Background: an optimization exercise with open tools, aiming at small area, a short achievable clock period and few clock cycles. Do not read the settings as production practice.
Function was checked by simulation only, so behaviour that the tests miss may differ from the original.
Power and IR drop assume default switching activity.

==> flow/design.v <==
module DMAC_CFG
(
    input   wire                clk,
    input   wire                rst_n,   
    input   wire                psel_i,
    input   wire                penable_i,
    input   wire    [11:0]      paddr_i,
    input   wire                pwrite_i,
    input   wire    [31:0]      pwdata_i,
    output  wire                pready_o,
    output  wire    [31:0]      prdata_o,
    output  wire    [31:0]      ch0_src_addr_o,
    output  wire    [31:0]      ch0_dst_addr_o,
    output  wire    [15:0]      ch0_byte_len_o,
    output  wire                ch0_start_o,
    input   wire                ch0_done_i,
    output  wire    [31:0]      ch1_src_addr_o,
    output  wire    [31:0]      ch1_dst_addr_o,
    output  wire    [15:0]      ch1_byte_len_o,
    output  wire                ch1_start_o,
    input   wire                ch1_done_i,
    output  wire    [31:0]      ch2_src_addr_o,
    output  wire    [31:0]      ch2_dst_addr_o,
    output  wire    [15:0]      ch2_byte_len_o,
    output  wire                ch2_start_o,
    input   wire                ch2_done_i,
    output  wire    [31:0]      ch3_src_addr_o,
    output  wire    [31:0]      ch3_dst_addr_o,
    output  wire    [15:0]      ch3_byte_len_o,
    output  wire                ch3_start_o,
    input   wire                ch3_done_i
);
    reg     [31:0]              ch0_src_addr;
    reg     [31:0]              ch0_dst_addr;
    reg     [15:0]              ch0_byte_len;
    reg     [31:0]              ch1_src_addr;
    reg     [31:0]              ch1_dst_addr;
    reg     [15:0]              ch1_byte_len;
    reg     [31:0]              ch2_src_addr;
    reg     [31:0]              ch2_dst_addr;
    reg     [15:0]              ch2_byte_len;
    reg     [31:0]              ch3_src_addr;
    reg     [31:0]              ch3_dst_addr;
    reg     [15:0]              ch3_byte_len;
    wire    wren                = psel_i & penable_i & pwrite_i;
    always @(posedge clk) begin
        if (!rst_n) begin
            ch0_src_addr            <= 32'd0;
            ch0_dst_addr            <= 32'd0;
            ch0_byte_len            <= 16'd0;
            ch1_src_addr            <= 32'd0;
            ch1_dst_addr            <= 32'd0;
            ch1_byte_len            <= 16'd0;
            ch2_src_addr            <= 32'd0;
            ch2_dst_addr            <= 32'd0;
            ch2_byte_len            <= 16'd0;
            ch3_src_addr            <= 32'd0;
            ch3_dst_addr            <= 32'd0;
            ch3_byte_len            <= 16'd0;
        end
        else if (wren) begin
            case (paddr_i)
                'h100: ch0_src_addr         <= pwdata_i[31:0];
                'h104: ch0_dst_addr         <= pwdata_i[31:0];
                'h108: ch0_byte_len         <= pwdata_i[15:0];
                'h200: ch1_src_addr         <= pwdata_i[31:0];
                'h204: ch1_dst_addr         <= pwdata_i[31:0];
                'h208: ch1_byte_len         <= pwdata_i[15:0];
                'h300: ch2_src_addr         <= pwdata_i[31:0];
                'h304: ch2_dst_addr         <= pwdata_i[31:0];
                'h308: ch2_byte_len         <= pwdata_i[15:0];
                'h400: ch3_src_addr         <= pwdata_i[31:0];
                'h404: ch3_dst_addr         <= pwdata_i[31:0];
                'h408: ch3_byte_len         <= pwdata_i[15:0];
            endcase
        end
    end
    wire    ch0_start               = wren & (paddr_i=='h10C) & pwdata_i[0];
    wire    ch1_start               = wren & (paddr_i=='h20C) & pwdata_i[0];
    wire    ch2_start               = wren & (paddr_i=='h30C) & pwdata_i[0];
    wire    ch3_start               = wren & (paddr_i=='h40C) & pwdata_i[0];
    reg     [31:0]              rdata;
    always @(posedge clk) begin
        if (!rst_n) begin
            rdata               <= 32'd0;
        end
        else if (psel_i & !penable_i & !pwrite_i) begin  
            case (paddr_i)
                'h0:   rdata            <= 32'h0001_0101;
                'h100: rdata            <= ch0_src_addr;
                'h104: rdata            <= ch0_dst_addr;
                'h108: rdata            <= {16'd0, ch0_byte_len};
                'h110: rdata            <= {31'd0, ch0_done_i};
                'h200: rdata            <= ch1_src_addr;
                'h204: rdata            <= ch1_dst_addr;
                'h208: rdata            <= {16'd0, ch1_byte_len};
                'h210: rdata            <= {31'd0, ch1_done_i};
                'h300: rdata            <= ch2_src_addr;
                'h304: rdata            <= ch2_dst_addr;
                'h308: rdata            <= {16'd0, ch2_byte_len};
                'h310: rdata            <= {31'd0, ch2_done_i};
                'h400: rdata            <= ch3_src_addr;
                'h404: rdata            <= ch3_dst_addr;
                'h408: rdata            <= {16'd0, ch3_byte_len};
                'h410: rdata            <= {31'd0, ch3_done_i};
                default: rdata          <= 32'd0;
            endcase
        end
    end
    assign  pready_o            = 1'b1;
    assign  prdata_o            = rdata;
    assign  ch0_src_addr_o          = ch0_src_addr;
    assign  ch0_dst_addr_o          = ch0_dst_addr;
    assign  ch0_byte_len_o          = ch0_byte_len;
    assign  ch0_start_o             = ch0_start;
    assign  ch1_src_addr_o          = ch1_src_addr;
    assign  ch1_dst_addr_o          = ch1_dst_addr;
    assign  ch1_byte_len_o          = ch1_byte_len;
    assign  ch1_start_o             = ch1_start;
    assign  ch2_src_addr_o          = ch2_src_addr;
    assign  ch2_dst_addr_o          = ch2_dst_addr;
    assign  ch2_byte_len_o          = ch2_byte_len;
    assign  ch2_start_o             = ch2_start;
    assign  ch3_src_addr_o          = ch3_src_addr;
    assign  ch3_dst_addr_o          = ch3_dst_addr;
    assign  ch3_byte_len_o          = ch3_byte_len;
    assign  ch3_start_o             = ch3_start;
endmodule
module DMAC_FIFO #(
    parameter       DEPTH_LG2           = 4,
    parameter       DATA_WIDTH          = 32
    )
(
    input   wire                        clk,
    input   wire                        rst_n,
    output  wire                        full_o,
    input   wire                        wren_i,
    input   wire    [DATA_WIDTH-1:0]    wdata_i,
    output  wire                        empty_o,
    input   wire                        rden_i,
    output  wire    [DATA_WIDTH-1:0]    rdata_o
);
    localparam  FIFO_DEPTH              = (1<<DEPTH_LG2);
    reg     [DATA_WIDTH-1:0]            mem[FIFO_DEPTH];
    reg                                 full,       full_n,
                                        empty,      empty_n;
    reg     [DEPTH_LG2:0]               wrptr,      wrptr_n,
                                        rdptr,      rdptr_n;
    always_ff @(posedge clk)
        if (!rst_n) begin
            for (int i=0; i<FIFO_DEPTH; i++) begin
                mem[i]                      <= {DATA_WIDTH{1'b0}};
            end
        end
        else begin
            if (wren_i) begin
                mem[wrptr[DEPTH_LG2-1:0]]   <= wdata_i;
            end
        end
    always_ff @(posedge clk)
        if (!rst_n) begin
            full                        <= 1'b0;
            empty                       <= 1'b1;     
            wrptr                       <= {(DEPTH_LG2+1){1'b0}};
            rdptr                       <= {(DEPTH_LG2+1){1'b0}};
        end
        else begin
            full                        <= full_n;
            empty                       <= empty_n;
            wrptr                       <= wrptr_n;
            rdptr                       <= rdptr_n;
        end
    always_comb begin
        wrptr_n                     = wrptr;
        rdptr_n                     = rdptr;
        if (wren_i) begin
            wrptr_n                     = wrptr + 'd1;
        end
        if (rden_i) begin
            rdptr_n                     = rdptr + 'd1;
        end
        empty_n                     = (wrptr_n == rdptr_n);
        full_n                      = (wrptr_n[DEPTH_LG2]!=rdptr_n[DEPTH_LG2])
                                     &(wrptr_n[DEPTH_LG2-1:0]==rdptr_n[DEPTH_LG2-1:0]);
    end
    assign  full_o                      = full;
    assign  empty_o                     = empty;
    assign  rdata_o                     = mem[rdptr[DEPTH_LG2-1:0]];
endmodule
module DMAC_ARBITER
#(
    parameter N_MASTER          = 4,
    parameter DATA_SIZE         = 32
)
(
    input   wire                clk,
    input   wire                rst_n,   
    input   wire    [N_MASTER-1:0]              src_valid_i,
    output  reg     [N_MASTER-1:0]              src_ready_o,
    input   wire    [N_MASTER*DATA_SIZE-1:0]    src_data_i,
    output  reg                 dst_valid_o,
    input   wire                dst_ready_i,
    output  reg     [DATA_SIZE-1:0] dst_data_o
);
    localparam N_MASTER_LG2     = $clog2(N_MASTER);
    reg     [N_MASTER_LG2-1:0]  rotate_ptr;
    reg     [N_MASTER_LG2-1:0]  idx;
    reg                         found;
    always_ff @(posedge clk)
        if (~rst_n) begin
            rotate_ptr          <= 'd0;
        end
        else begin
            if (src_valid_i[0] & src_ready_o[0]) begin
                rotate_ptr          <= 2'd1;
            end
            else if (src_valid_i[1] & src_ready_o[1]) begin
                rotate_ptr          <= 2'd2;
            end
            else if (src_valid_i[2] & src_ready_o[2]) begin
                rotate_ptr          <= 2'd3;
            end
            else if (src_valid_i[3] & src_ready_o[3]) begin
                rotate_ptr          <= 2'd0;
            end
        end
    always_comb begin
        dst_valid_o             = 1'b0;
        idx                     = rotate_ptr + 2'd3;
        dst_data_o              = src_data_i[idx*DATA_SIZE +: DATA_SIZE];     
        src_ready_o             = {N_MASTER{1'b0}};
        found                   = 1'b0;
        for (int i=0; i<N_MASTER; i++) begin
            idx                     = rotate_ptr + i[N_MASTER_LG2-1:0];
            if (!found & src_valid_i[idx]) begin
                found                   = 1'b1;
                dst_valid_o             = 1'b1;
                dst_data_o              = src_data_i[idx*DATA_SIZE +: DATA_SIZE];
                src_ready_o[idx]        = dst_ready_i;
            end
        end
    end
endmodule
module DMAC_INITIATOR
(
    input   wire                clk,
    input   wire                rst_n,
    input   wire    [31:0]      src_addr_i,
    input   wire    [31:0]      dst_addr_i,
    input   wire    [15:0]      byte_len_i,
    input   wire                start_i,
    output  wire                done_o,
    output  reg                 arvalid_o,
    output  wire    [31:0]      araddr_o,
    output  wire    [3:0]       arlen_o,
    input   wire                arready_i,
    input   wire                rvalid_i,
    input   wire    [31:0]      rdata_i,
    input   wire                rlast_i,
    output  reg                 rready_o,
    output  reg                 awvalid_o,
    output  wire    [31:0]      awaddr_o,
    output  wire    [3:0]       awlen_o,
    input   wire                awready_i,
    output  reg                 wvalid_o,
    output  wire    [31:0]      wdata_o,
    output  wire                wlast_o,
    input   wire                wready_i,
    input   wire                bvalid_i,
    output  reg                 bready_o
);
    localparam logic [2:0]      S_IDLE  = 3'd0,
                                S_RREQ  = 3'd1,
                                S_RDATA = 3'd2,
                                S_WREQ  = 3'd3,
                                S_WDATA = 3'd4,
                                S_WAIT  = 3'd5;
    reg     [2:0]               state,      state_n;
    reg     [31:0]              src_addr,   src_addr_n;
    reg     [31:0]              dst_addr,   dst_addr_n;
    reg     [15:0]              cnt,        cnt_n;
    reg     [3:0]               len,        len_n;
    reg     [3:0]               wcnt,       wcnt_n;
    reg                         fifo_wren,  fifo_rden;
    wire                        fifo_full,  fifo_empty;
    wire    [31:0]              fifo_rdata;
    wire    [3:0]               burst_len   = (cnt >= 16'd64) ? 4'd15 : (cnt[5:2] - 4'd1);
    always_ff @(posedge clk)
        if (!rst_n) begin
            state               <= S_IDLE;
            src_addr            <= 32'd0;
            dst_addr            <= 32'd0;
            cnt                 <= 16'd0;
            len                 <= 4'd0;
            wcnt                <= 4'd0;
        end
        else begin
            state               <= state_n;
            src_addr            <= src_addr_n;
            dst_addr            <= dst_addr_n;
            cnt                 <= cnt_n;
            len                 <= len_n;
            wcnt                <= wcnt_n;
        end
    always_comb begin
        state_n             = state;
        src_addr_n          = src_addr;
        dst_addr_n          = dst_addr;
        cnt_n               = cnt;
        len_n               = len;
        wcnt_n              = wcnt;
        arvalid_o           = 1'b0;
        rready_o            = 1'b0;
        awvalid_o           = 1'b0;
        wvalid_o            = 1'b0;
        bready_o            = 1'b0;
        fifo_wren           = 1'b0;
        fifo_rden           = 1'b0;
        case (state)
            S_IDLE: begin
                if (start_i & (byte_len_i[15:2] != 14'd0)) begin
                    src_addr_n          = src_addr_i;
                    dst_addr_n          = dst_addr_i;
                    cnt_n               = {byte_len_i[15:2], 2'b00};
                    state_n             = S_RREQ;
                end
            end
            S_RREQ: begin
                arvalid_o           = 1'b1;
                len_n               = burst_len;
                if (arready_i) begin
                    src_addr_n          = src_addr + {26'd0, burst_len, 2'b00} + 32'd4;
                    state_n             = S_RDATA;
                end
            end
            S_RDATA: begin
                rready_o            = !fifo_full;
                if (rvalid_i & !fifo_full) begin
                    fifo_wren           = 1'b1;
                    if (rlast_i) begin
                        state_n             = S_WREQ;
                    end
                end
            end
            S_WREQ: begin
                awvalid_o           = 1'b1;
                if (awready_i) begin
                    dst_addr_n          = dst_addr + {26'd0, len, 2'b00} + 32'd4;
                    cnt_n               = cnt - {10'd0, len, 2'b00} - 16'd4;
                    wcnt_n              = len;
                    state_n             = S_WDATA;
                end
            end
            S_WDATA: begin
                wvalid_o            = !fifo_empty;
                if (wready_i & !fifo_empty) begin
                    fifo_rden           = 1'b1;
                    wcnt_n              = wcnt - 4'd1;
                    if (wcnt == 4'd0) begin
                        state_n             = S_WAIT;
                    end
                end
            end
            S_WAIT: begin
                bready_o            = 1'b1;
                if (bvalid_i) begin
                    state_n             = (cnt == 16'd0) ? S_IDLE : S_RREQ;
                end
            end
            default: begin
                state_n             = S_IDLE;
            end
        endcase
    end
    DMAC_FIFO #(.DEPTH_LG2(4), .DATA_WIDTH(32)) u_fifo (
        .clk                    (clk),
        .rst_n                  (rst_n),
        .full_o                 (fifo_full),
        .wren_i                 (fifo_wren),
        .wdata_i                (rdata_i),
        .empty_o                (fifo_empty),
        .rden_i                 (fifo_rden),
        .rdata_o                (fifo_rdata)
    );
    assign  done_o              = (state == S_IDLE);
    assign  araddr_o            = src_addr;
    assign  arlen_o             = burst_len;
    assign  awaddr_o            = dst_addr;
    assign  awlen_o             = len;
    assign  wdata_o             = fifo_rdata;
    assign  wlast_o             = (wcnt == 4'd0);
endmodule
module DMAC_TOP
(
    input   wire                clk,
    input   wire                rst_n,   
    input   wire                psel_i,
    input   wire                penable_i,
    input   wire    [11:0]      paddr_i,
    input   wire                pwrite_i,
    input   wire    [31:0]      pwdata_i,
    output  wire                pready_o,
    output  wire    [31:0]      prdata_o,
    output  wire                pslverr_o,
    output  wire    [3:0]       awid_o,
    output  wire    [31:0]      awaddr_o,
    output  wire    [3:0]       awlen_o,
    output  wire    [2:0]       awsize_o,
    output  wire    [1:0]       awburst_o,
    output  wire                awvalid_o,
    input   wire                awready_i,
    output  wire    [3:0]       wid_o,
    output  wire    [31:0]      wdata_o,
    output  wire    [3:0]       wstrb_o,
    output  wire                wlast_o,
    output  wire                wvalid_o,
    input   wire                wready_i,
    input   wire    [3:0]       bid_i,
    input   wire    [1:0]       bresp_i,
    input   wire                bvalid_i,
    output  wire                bready_o,
    output  wire    [3:0]       arid_o,
    output  wire    [31:0]      araddr_o,
    output  wire    [3:0]       arlen_o,
    output  wire    [2:0]       arsize_o,
    output  wire    [1:0]       arburst_o,
    output  wire                arvalid_o,
    input   wire                arready_i,
    input   wire    [3:0]       rid_i,
    input   wire    [31:0]      rdata_i,
    input   wire    [1:0]       rresp_i,
    input   wire                rlast_i,
    input   wire                rvalid_i,
    output  wire                rready_o
);
    localparam                  N_CH    = 4;
    wire    [31:0]              src_addr_vec[N_CH];
    wire    [31:0]              dst_addr_vec[N_CH];
    wire    [15:0]              byte_len_vec[N_CH];
    wire                        start_vec[N_CH];
    wire                        done_vec[N_CH];
    DMAC_CFG u_cfg (
        .clk                    (clk),
        .rst_n                  (rst_n),
        .psel_i                 (psel_i),
        .penable_i              (penable_i),
        .paddr_i                (paddr_i),
        .pwrite_i               (pwrite_i),
        .pwdata_i               (pwdata_i),
        .pready_o               (pready_o),
        .prdata_o               (prdata_o),
        .ch0_src_addr_o         (src_addr_vec[0]),
        .ch0_dst_addr_o         (dst_addr_vec[0]),
        .ch0_byte_len_o         (byte_len_vec[0]),
        .ch0_start_o            (start_vec[0]),
        .ch0_done_i             (done_vec[0]),
        .ch1_src_addr_o         (src_addr_vec[1]),
        .ch1_dst_addr_o         (dst_addr_vec[1]),
        .ch1_byte_len_o         (byte_len_vec[1]),
        .ch1_start_o            (start_vec[1]),
        .ch1_done_i             (done_vec[1]),
        .ch2_src_addr_o         (src_addr_vec[2]),
        .ch2_dst_addr_o         (dst_addr_vec[2]),
        .ch2_byte_len_o         (byte_len_vec[2]),
        .ch2_start_o            (start_vec[2]),
        .ch2_done_i             (done_vec[2]),
        .ch3_src_addr_o         (src_addr_vec[3]),
        .ch3_dst_addr_o         (dst_addr_vec[3]),
        .ch3_byte_len_o         (byte_len_vec[3]),
        .ch3_start_o            (start_vec[3]),
        .ch3_done_i             (done_vec[3])
    );
    assign  pslverr_o           = 1'b0;
    wire    [N_CH-1:0]          ch_arvalid, ch_arready;
    wire    [N_CH*40-1:0]       ch_ar_data;      
    wire    [N_CH-1:0]          ch_rvalid,  ch_rready;
    wire    [N_CH-1:0]          ch_awvalid, ch_awready;
    wire    [N_CH*40-1:0]       ch_aw_data;      
    wire    [N_CH-1:0]          ch_wvalid,  ch_wready,  ch_wlast;
    wire    [N_CH*32-1:0]       ch_wdata;
    wire    [N_CH-1:0]          ch_bvalid,  ch_bready;
    genvar ch;
    generate
        for (ch=0; ch<N_CH; ch++) begin : g_ch
            wire    [31:0]      araddr, awaddr;
            wire    [3:0]       arlen, awlen;
            DMAC_INITIATOR u_init (
                .clk                    (clk),
                .rst_n                  (rst_n),
                .src_addr_i             (src_addr_vec[ch]),
                .dst_addr_i             (dst_addr_vec[ch]),
                .byte_len_i             (byte_len_vec[ch]),
                .start_i                (start_vec[ch]),
                .done_o                 (done_vec[ch]),
                .arvalid_o              (ch_arvalid[ch]),
                .araddr_o               (araddr),
                .arlen_o                (arlen),
                .arready_i              (ch_arready[ch]),
                .rvalid_i               (ch_rvalid[ch]),
                .rdata_i                (rdata_i),
                .rlast_i                (rlast_i),
                .rready_o               (ch_rready[ch]),
                .awvalid_o              (ch_awvalid[ch]),
                .awaddr_o               (awaddr),
                .awlen_o                (awlen),
                .awready_i              (ch_awready[ch]),
                .wvalid_o               (ch_wvalid[ch]),
                .wdata_o                (ch_wdata[ch*32 +: 32]),
                .wlast_o                (ch_wlast[ch]),
                .wready_i               (ch_wready[ch]),
                .bvalid_i               (ch_bvalid[ch]),
                .bready_o               (ch_bready[ch])
            );
            assign  ch_ar_data[ch*40 +: 40] = {ch[3:0], arlen, araddr};
            assign  ch_aw_data[ch*40 +: 40] = {ch[3:0], awlen, awaddr};
            assign  ch_rvalid[ch]   = rvalid_i & (rid_i == ch);
            assign  ch_bvalid[ch]   = bvalid_i & (bid_i == ch);
        end
    endgenerate
    wire    [39:0]              ar_data;
    DMAC_ARBITER #(.N_MASTER(N_CH), .DATA_SIZE(40)) u_ar_arbiter (
        .clk                    (clk),
        .rst_n                  (rst_n),
        .src_valid_i            (ch_arvalid),
        .src_ready_o            (ch_arready),
        .src_data_i             (ch_ar_data),
        .dst_valid_o            (arvalid_o),
        .dst_ready_i            (arready_i),
        .dst_data_o             (ar_data)
    );
    assign  arid_o              = ar_data[39:36];
    assign  arlen_o             = ar_data[35:32];
    assign  araddr_o            = ar_data[31:0];
    assign  arsize_o            = 3'b010;        
    assign  arburst_o           = 2'b01;         
    assign  rready_o            = ch_rready[rid_i[1:0]] & (rid_i[3:2] == 2'd0);
    reg                         w_busy;
    reg     [1:0]               w_owner;
    wire                        aw_valid_arb;
    wire    [39:0]              aw_data;
    DMAC_ARBITER #(.N_MASTER(N_CH), .DATA_SIZE(40)) u_aw_arbiter (
        .clk                    (clk),
        .rst_n                  (rst_n),
        .src_valid_i            (ch_awvalid),
        .src_ready_o            (ch_awready),
        .src_data_i             (ch_aw_data),
        .dst_valid_o            (aw_valid_arb),
        .dst_ready_i            (awready_i & !w_busy),
        .dst_data_o             (aw_data)
    );
    assign  awvalid_o           = aw_valid_arb & !w_busy;
    assign  awid_o              = aw_data[39:36];
    assign  awlen_o             = aw_data[35:32];
    assign  awaddr_o            = aw_data[31:0];
    assign  awsize_o            = 3'b010;
    assign  awburst_o           = 2'b01;
    always_ff @(posedge clk)
        if (!rst_n) begin
            w_busy              <= 1'b0;
            w_owner             <= 2'd0;
        end
        else begin
            if (awvalid_o & awready_i) begin
                w_busy              <= 1'b1;
                w_owner             <= aw_data[37:36];
            end
            else if (wvalid_o & wready_i & wlast_o) begin
                w_busy              <= 1'b0;
            end
        end
    assign  wvalid_o            = w_busy & ch_wvalid[w_owner];
    assign  wdata_o             = ch_wdata[w_owner*32 +: 32];
    assign  wlast_o             = ch_wlast[w_owner];
    assign  wid_o               = {2'd0, w_owner};
    assign  wstrb_o             = 4'hF;
    assign  ch_wready           = {N_CH{w_busy & wready_i}} & (4'b0001 << w_owner);
    assign  bready_o            = ch_bready[bid_i[1:0]] & (bid_i[3:2] == 2'd0);
endmodule
==> flow/run.sh <==
#!/bin/bash
# synth_recipe.tcl (not shown) runs the flow's synth.tcl, then flattens the netlist and writes it again
# the make line also repeats each setting of config.mk as NAME=value (left out here)
make -C /OpenROAD-flow-scripts/flow DESIGN_CONFIG=/design/flow/config.mk WORK_HOME=/design/flow/orfs CLKGATE_MAP_FILE= SYNTH_SCRIPT=/design/flow/synth_recipe.tcl finish
==> flow/config.mk <==
export PLATFORM = sky130hd
export DESIGN_NAME = DMAC_TOP
export DESIGN_NICKNAME = DMAC_TOP
export VERILOG_FILES = /design/flow/design.v
export SDC_FILE = /design/flow/constraint.sdc
export NUM_CORES = 4
export LEC_CHECK = 0
export CAP_MARGIN = 20
export CORE_MARGIN = 2
export CORE_UTILIZATION = 40
export PLACE_DENSITY = 0.6
export SLEW_MARGIN = 20
==> flow/constraint.sdc <==
create_clock -name core_clock -period 8.0 [get_ports {clk}]
set_input_delay 1.6000 -clock core_clock [delete_from_list [all_inputs] [get_ports {clk}]]
set_output_delay 1.6000 -clock core_clock [all_outputs]
set_load 0.01 [all_outputs]
### Sequential cells coloured by netlist name

Drawn at 1 px/um. Other sequential cells in the stronger grey, the rest of the logic in the fainter grey.
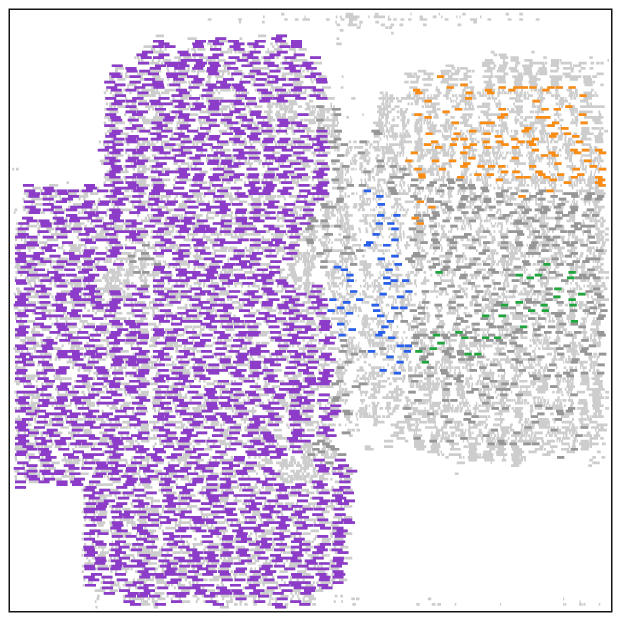
netlist name	colour	flops
`g_ch.u_init.src_addr`	orange	128
`u_cfg.ch0_dst_addr`	green	32
`g_ch.u_init.cnt`	blue	56
`g_ch.u_init.u_fifo.mem`	purple	2048
not coloured	547
Reg area: 76800 um2
power in sequential cells: 16.4 mW
Core Util, Final: 0.450
sequential fraction of total cell area: 0.480

### Wires after detailed routing

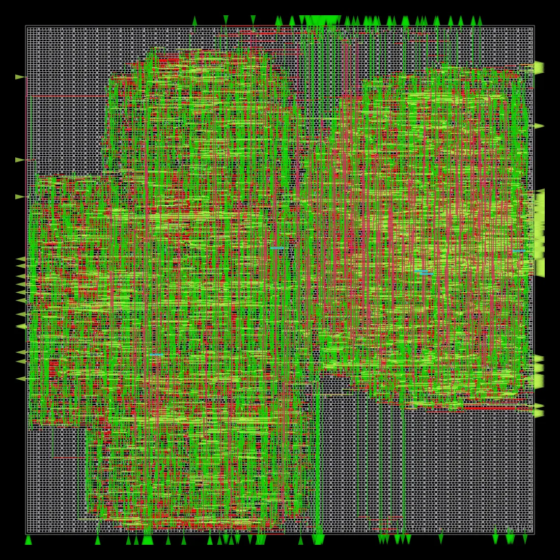
Met1 Wirelength: 179000 um
vias: 100354
Routed met3 length: 39400 um

==> impl_metrics.json <==
{
  "largest_cell_class": "registers",
  "synth_area_um2": 143000,
  "path_buf_inv": 4,
  "synth-async-reset-ratio": 0,
  "p_leak_nw": 52.1,
  "synth_cell_types": 104,
  "fin_crit_ps": 7170,
  "yosysSeqAreaShare": 0.538,
  "use_met3": 0.0417,
  "peakVddDrop_v": 0.000337,
  "met2_length_um": 238000,
  "cts.sinks": 2811,
  "dieWidth_um": 601,
  "holdBufCountCts": 0,
  "power.share.clock": 0.419,
  "synthSimpleGateAreaFrac": 0.166,
  "grt_use_total": 0.265,
  "cpMostUsedCell": "buf_4",
  "slew_violations": 0,
  "dpl_worst_slack_ps": 1710,
  "drc": 0,
  "synth-edff-count": 2048,
  "cp-startpoint": "u_aw_arbiter.rotate_ptr[1]",
  "synthToLayoutAreaGrowth_pct": 12.2,
  "multi_input_cells": 7707,
  "initialDrtViolationCount": 13140,
  "routabilityCongestion": 0.954,
  "ant_nets": 0,
  "synth_compound_area_frac": 0.0873,
  "largest-register": "g_ch.u_init.u_fifo.mem",
  "antenna_found_initial": 42,
  "synth_warnings": 5,
  "muxShareOfSynthArea": 0.152,
  "power_switching_mw": 8.84,
  "hpwlAfterDp_um": 317000,
  "hold_violations": 0,
  "cpLargestDelayFamily": "buffers and inverters",
  "clk_share": 0.0628,
  "cp_cell_sequence": "inv_1 > ha_4 > buf_4 > buf_4 > mux4_2 > nor2_1 > o31ai_1 > clkdlybuf4s50_1",
  "cts_buffers": 312,
  "synth_most_common_cell": "and2_1",
  "ff2ff_path_depth": 16,
  "pin_count": 269,
  "setup_tns_ps": 0,
  "worst_pin_slew_ps": 1200,
  "rsz0062_at_grt": "no",
  "place_area_um2": 150000,
  "final_cell_mix": "2079 x and2_1, 2048 x edfxtp_1, 1164 x nand2_1, 942 x mux4_2, 741 x dfxtp_1",
  "hp-start": "u_cfg.ch1_byte_len[0]",
  "syn-instance-count": 11840,
  "top_layer_used": "met5",
  "cp_max_fo": 45,
  "hp-class": "flip-flop to flip-flop",
  "taps": 4751,
  "final_cells": 16509,
  "avgSynthCellArea_um2": 12.0,
  "layout_commonest_cell": "and2_1",
  "crit_path_end": "awaddr_o[5]",
  "slew_headroom": 0.191,
  "crit_arrival_ps": 5570,
  "p_sw_frac": 0.257,
  "worst_setup_path_start_kind": "flip-flop",
  "fmax_mhz": 140,
  "routedWlPerCell_um": 29.9,
  "grt_pass1_wl_um": 699000,
  "whs_ps": 455,
  "post_cts_resized": 0,
  "power.group.top": "registers",
  "grt_util_met2": 0.440,
  "antennaDiodeCount": 18,
  "hold_path_depth": 2,
  "post-cts-setup-buffer-count": 0,
  "clkbuf_count": 421,
  "clk_latency_ps": 960,
  "dieArea_um2": 361000,
  "cts-root-buf": "clkbuf_16",
  "cts_tree": "done",
  "r2r_end": "g_ch[0].u_init.src_addr[29]",
  "nFlopsAndLatches": 2811,
  "path_clk_slew_ps": 60,
  "critPathMaxStageDelay_ps": 830,
  "synth_top_cell_by_area": "edfxtp_1",
  "buffers": 516,
  "synth_xor_area_frac": 0.00540,
  "num_rows": 219,
  "synth-main-ff-cell": "edfxtp_1",
  "internal-power_mw": 25.5,
  "p_clk_mw": 14.4,
  "critPathCaptureType": "primary output",
  "ff2ff_setup_slack_ps": 2240,
  "combPwrFrac": 0.103,
  "pg_comb_mw": 3.55,
  "outcome": "finished clean",
  "grt.busiest_layer": "met2",
  "crit_slowest_cell": "o31ai_1",
  "die_h_um": 601,
  "inv_count": 142,
  "total_power_mw": 34.4,
  "dr.pass1.iters": 9,
  "seqPwrFrac": 0.477,
  "buffer_area_frac": 0.0289,
  "min_period_over_period": 0.896,
  "critPathKind": "flip-flop to primary output",
  "wl_um": 493000,
  "cp.depth": 8,
  "clockBufferDepth": 4,
  "final_nets": 11741,
  "r2r_start": "g_ch[0].u_init.cnt[8]",
  "dp_cells": 15920,
  "synthTopCellsByArea": "edfxtp_1 43%, mux4_2 15%, dfxtp_1 11%"
}
Testbench counts, summed over its fixed seeds: cycles 101,498.
### Cell density map

Drawn at 0.5 px/um. 30 x 30 tiles, from black (low) to pale yellow (high), 0 to 100% covered.
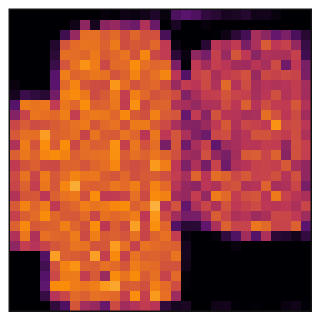
mean over tiles	43%
emptiest ninth of the die	south-east
densest ninth of the die	west
nearly empty tiles	19%
tiles over 75% full	3.2%
fullest tile	83%
initial core utilization: 0.401
Core ar.: 355000 um2

[what the ideal ports hide]
No port has a modelled driver above. Below, the same layout with a new extraction and two added sets of constraints. Step 1 (the two cells are an assumption about what drives the block):
set clk [get_ports {clk}]
set_driving_cell -lib_cell sky130_fd_sc_hd__clkbuf_16 $clk
set_driving_cell -lib_cell sky130_fd_sc_hd__buf_2 [delete_from_list [all_inputs] $clk]
Step 2 times the ports against the registers' clock, not the clock port: input delays grow and output delays shrink by t, the midpoint of the rising clock arrivals with the driver on. a / b / c = no drivers / after step 1 / after step 2; a / b = the first two.
t, ns: 1.030
slack for setup (ns): 0.834 / 0.731 / 1.660
slew at the worst register clock pin (ns): 0.06 / 0.06
After both steps this run still meets setup and hold. The setup slack of this run moves by -0.103 ns with the drivers and by +0.826 ns with both steps.
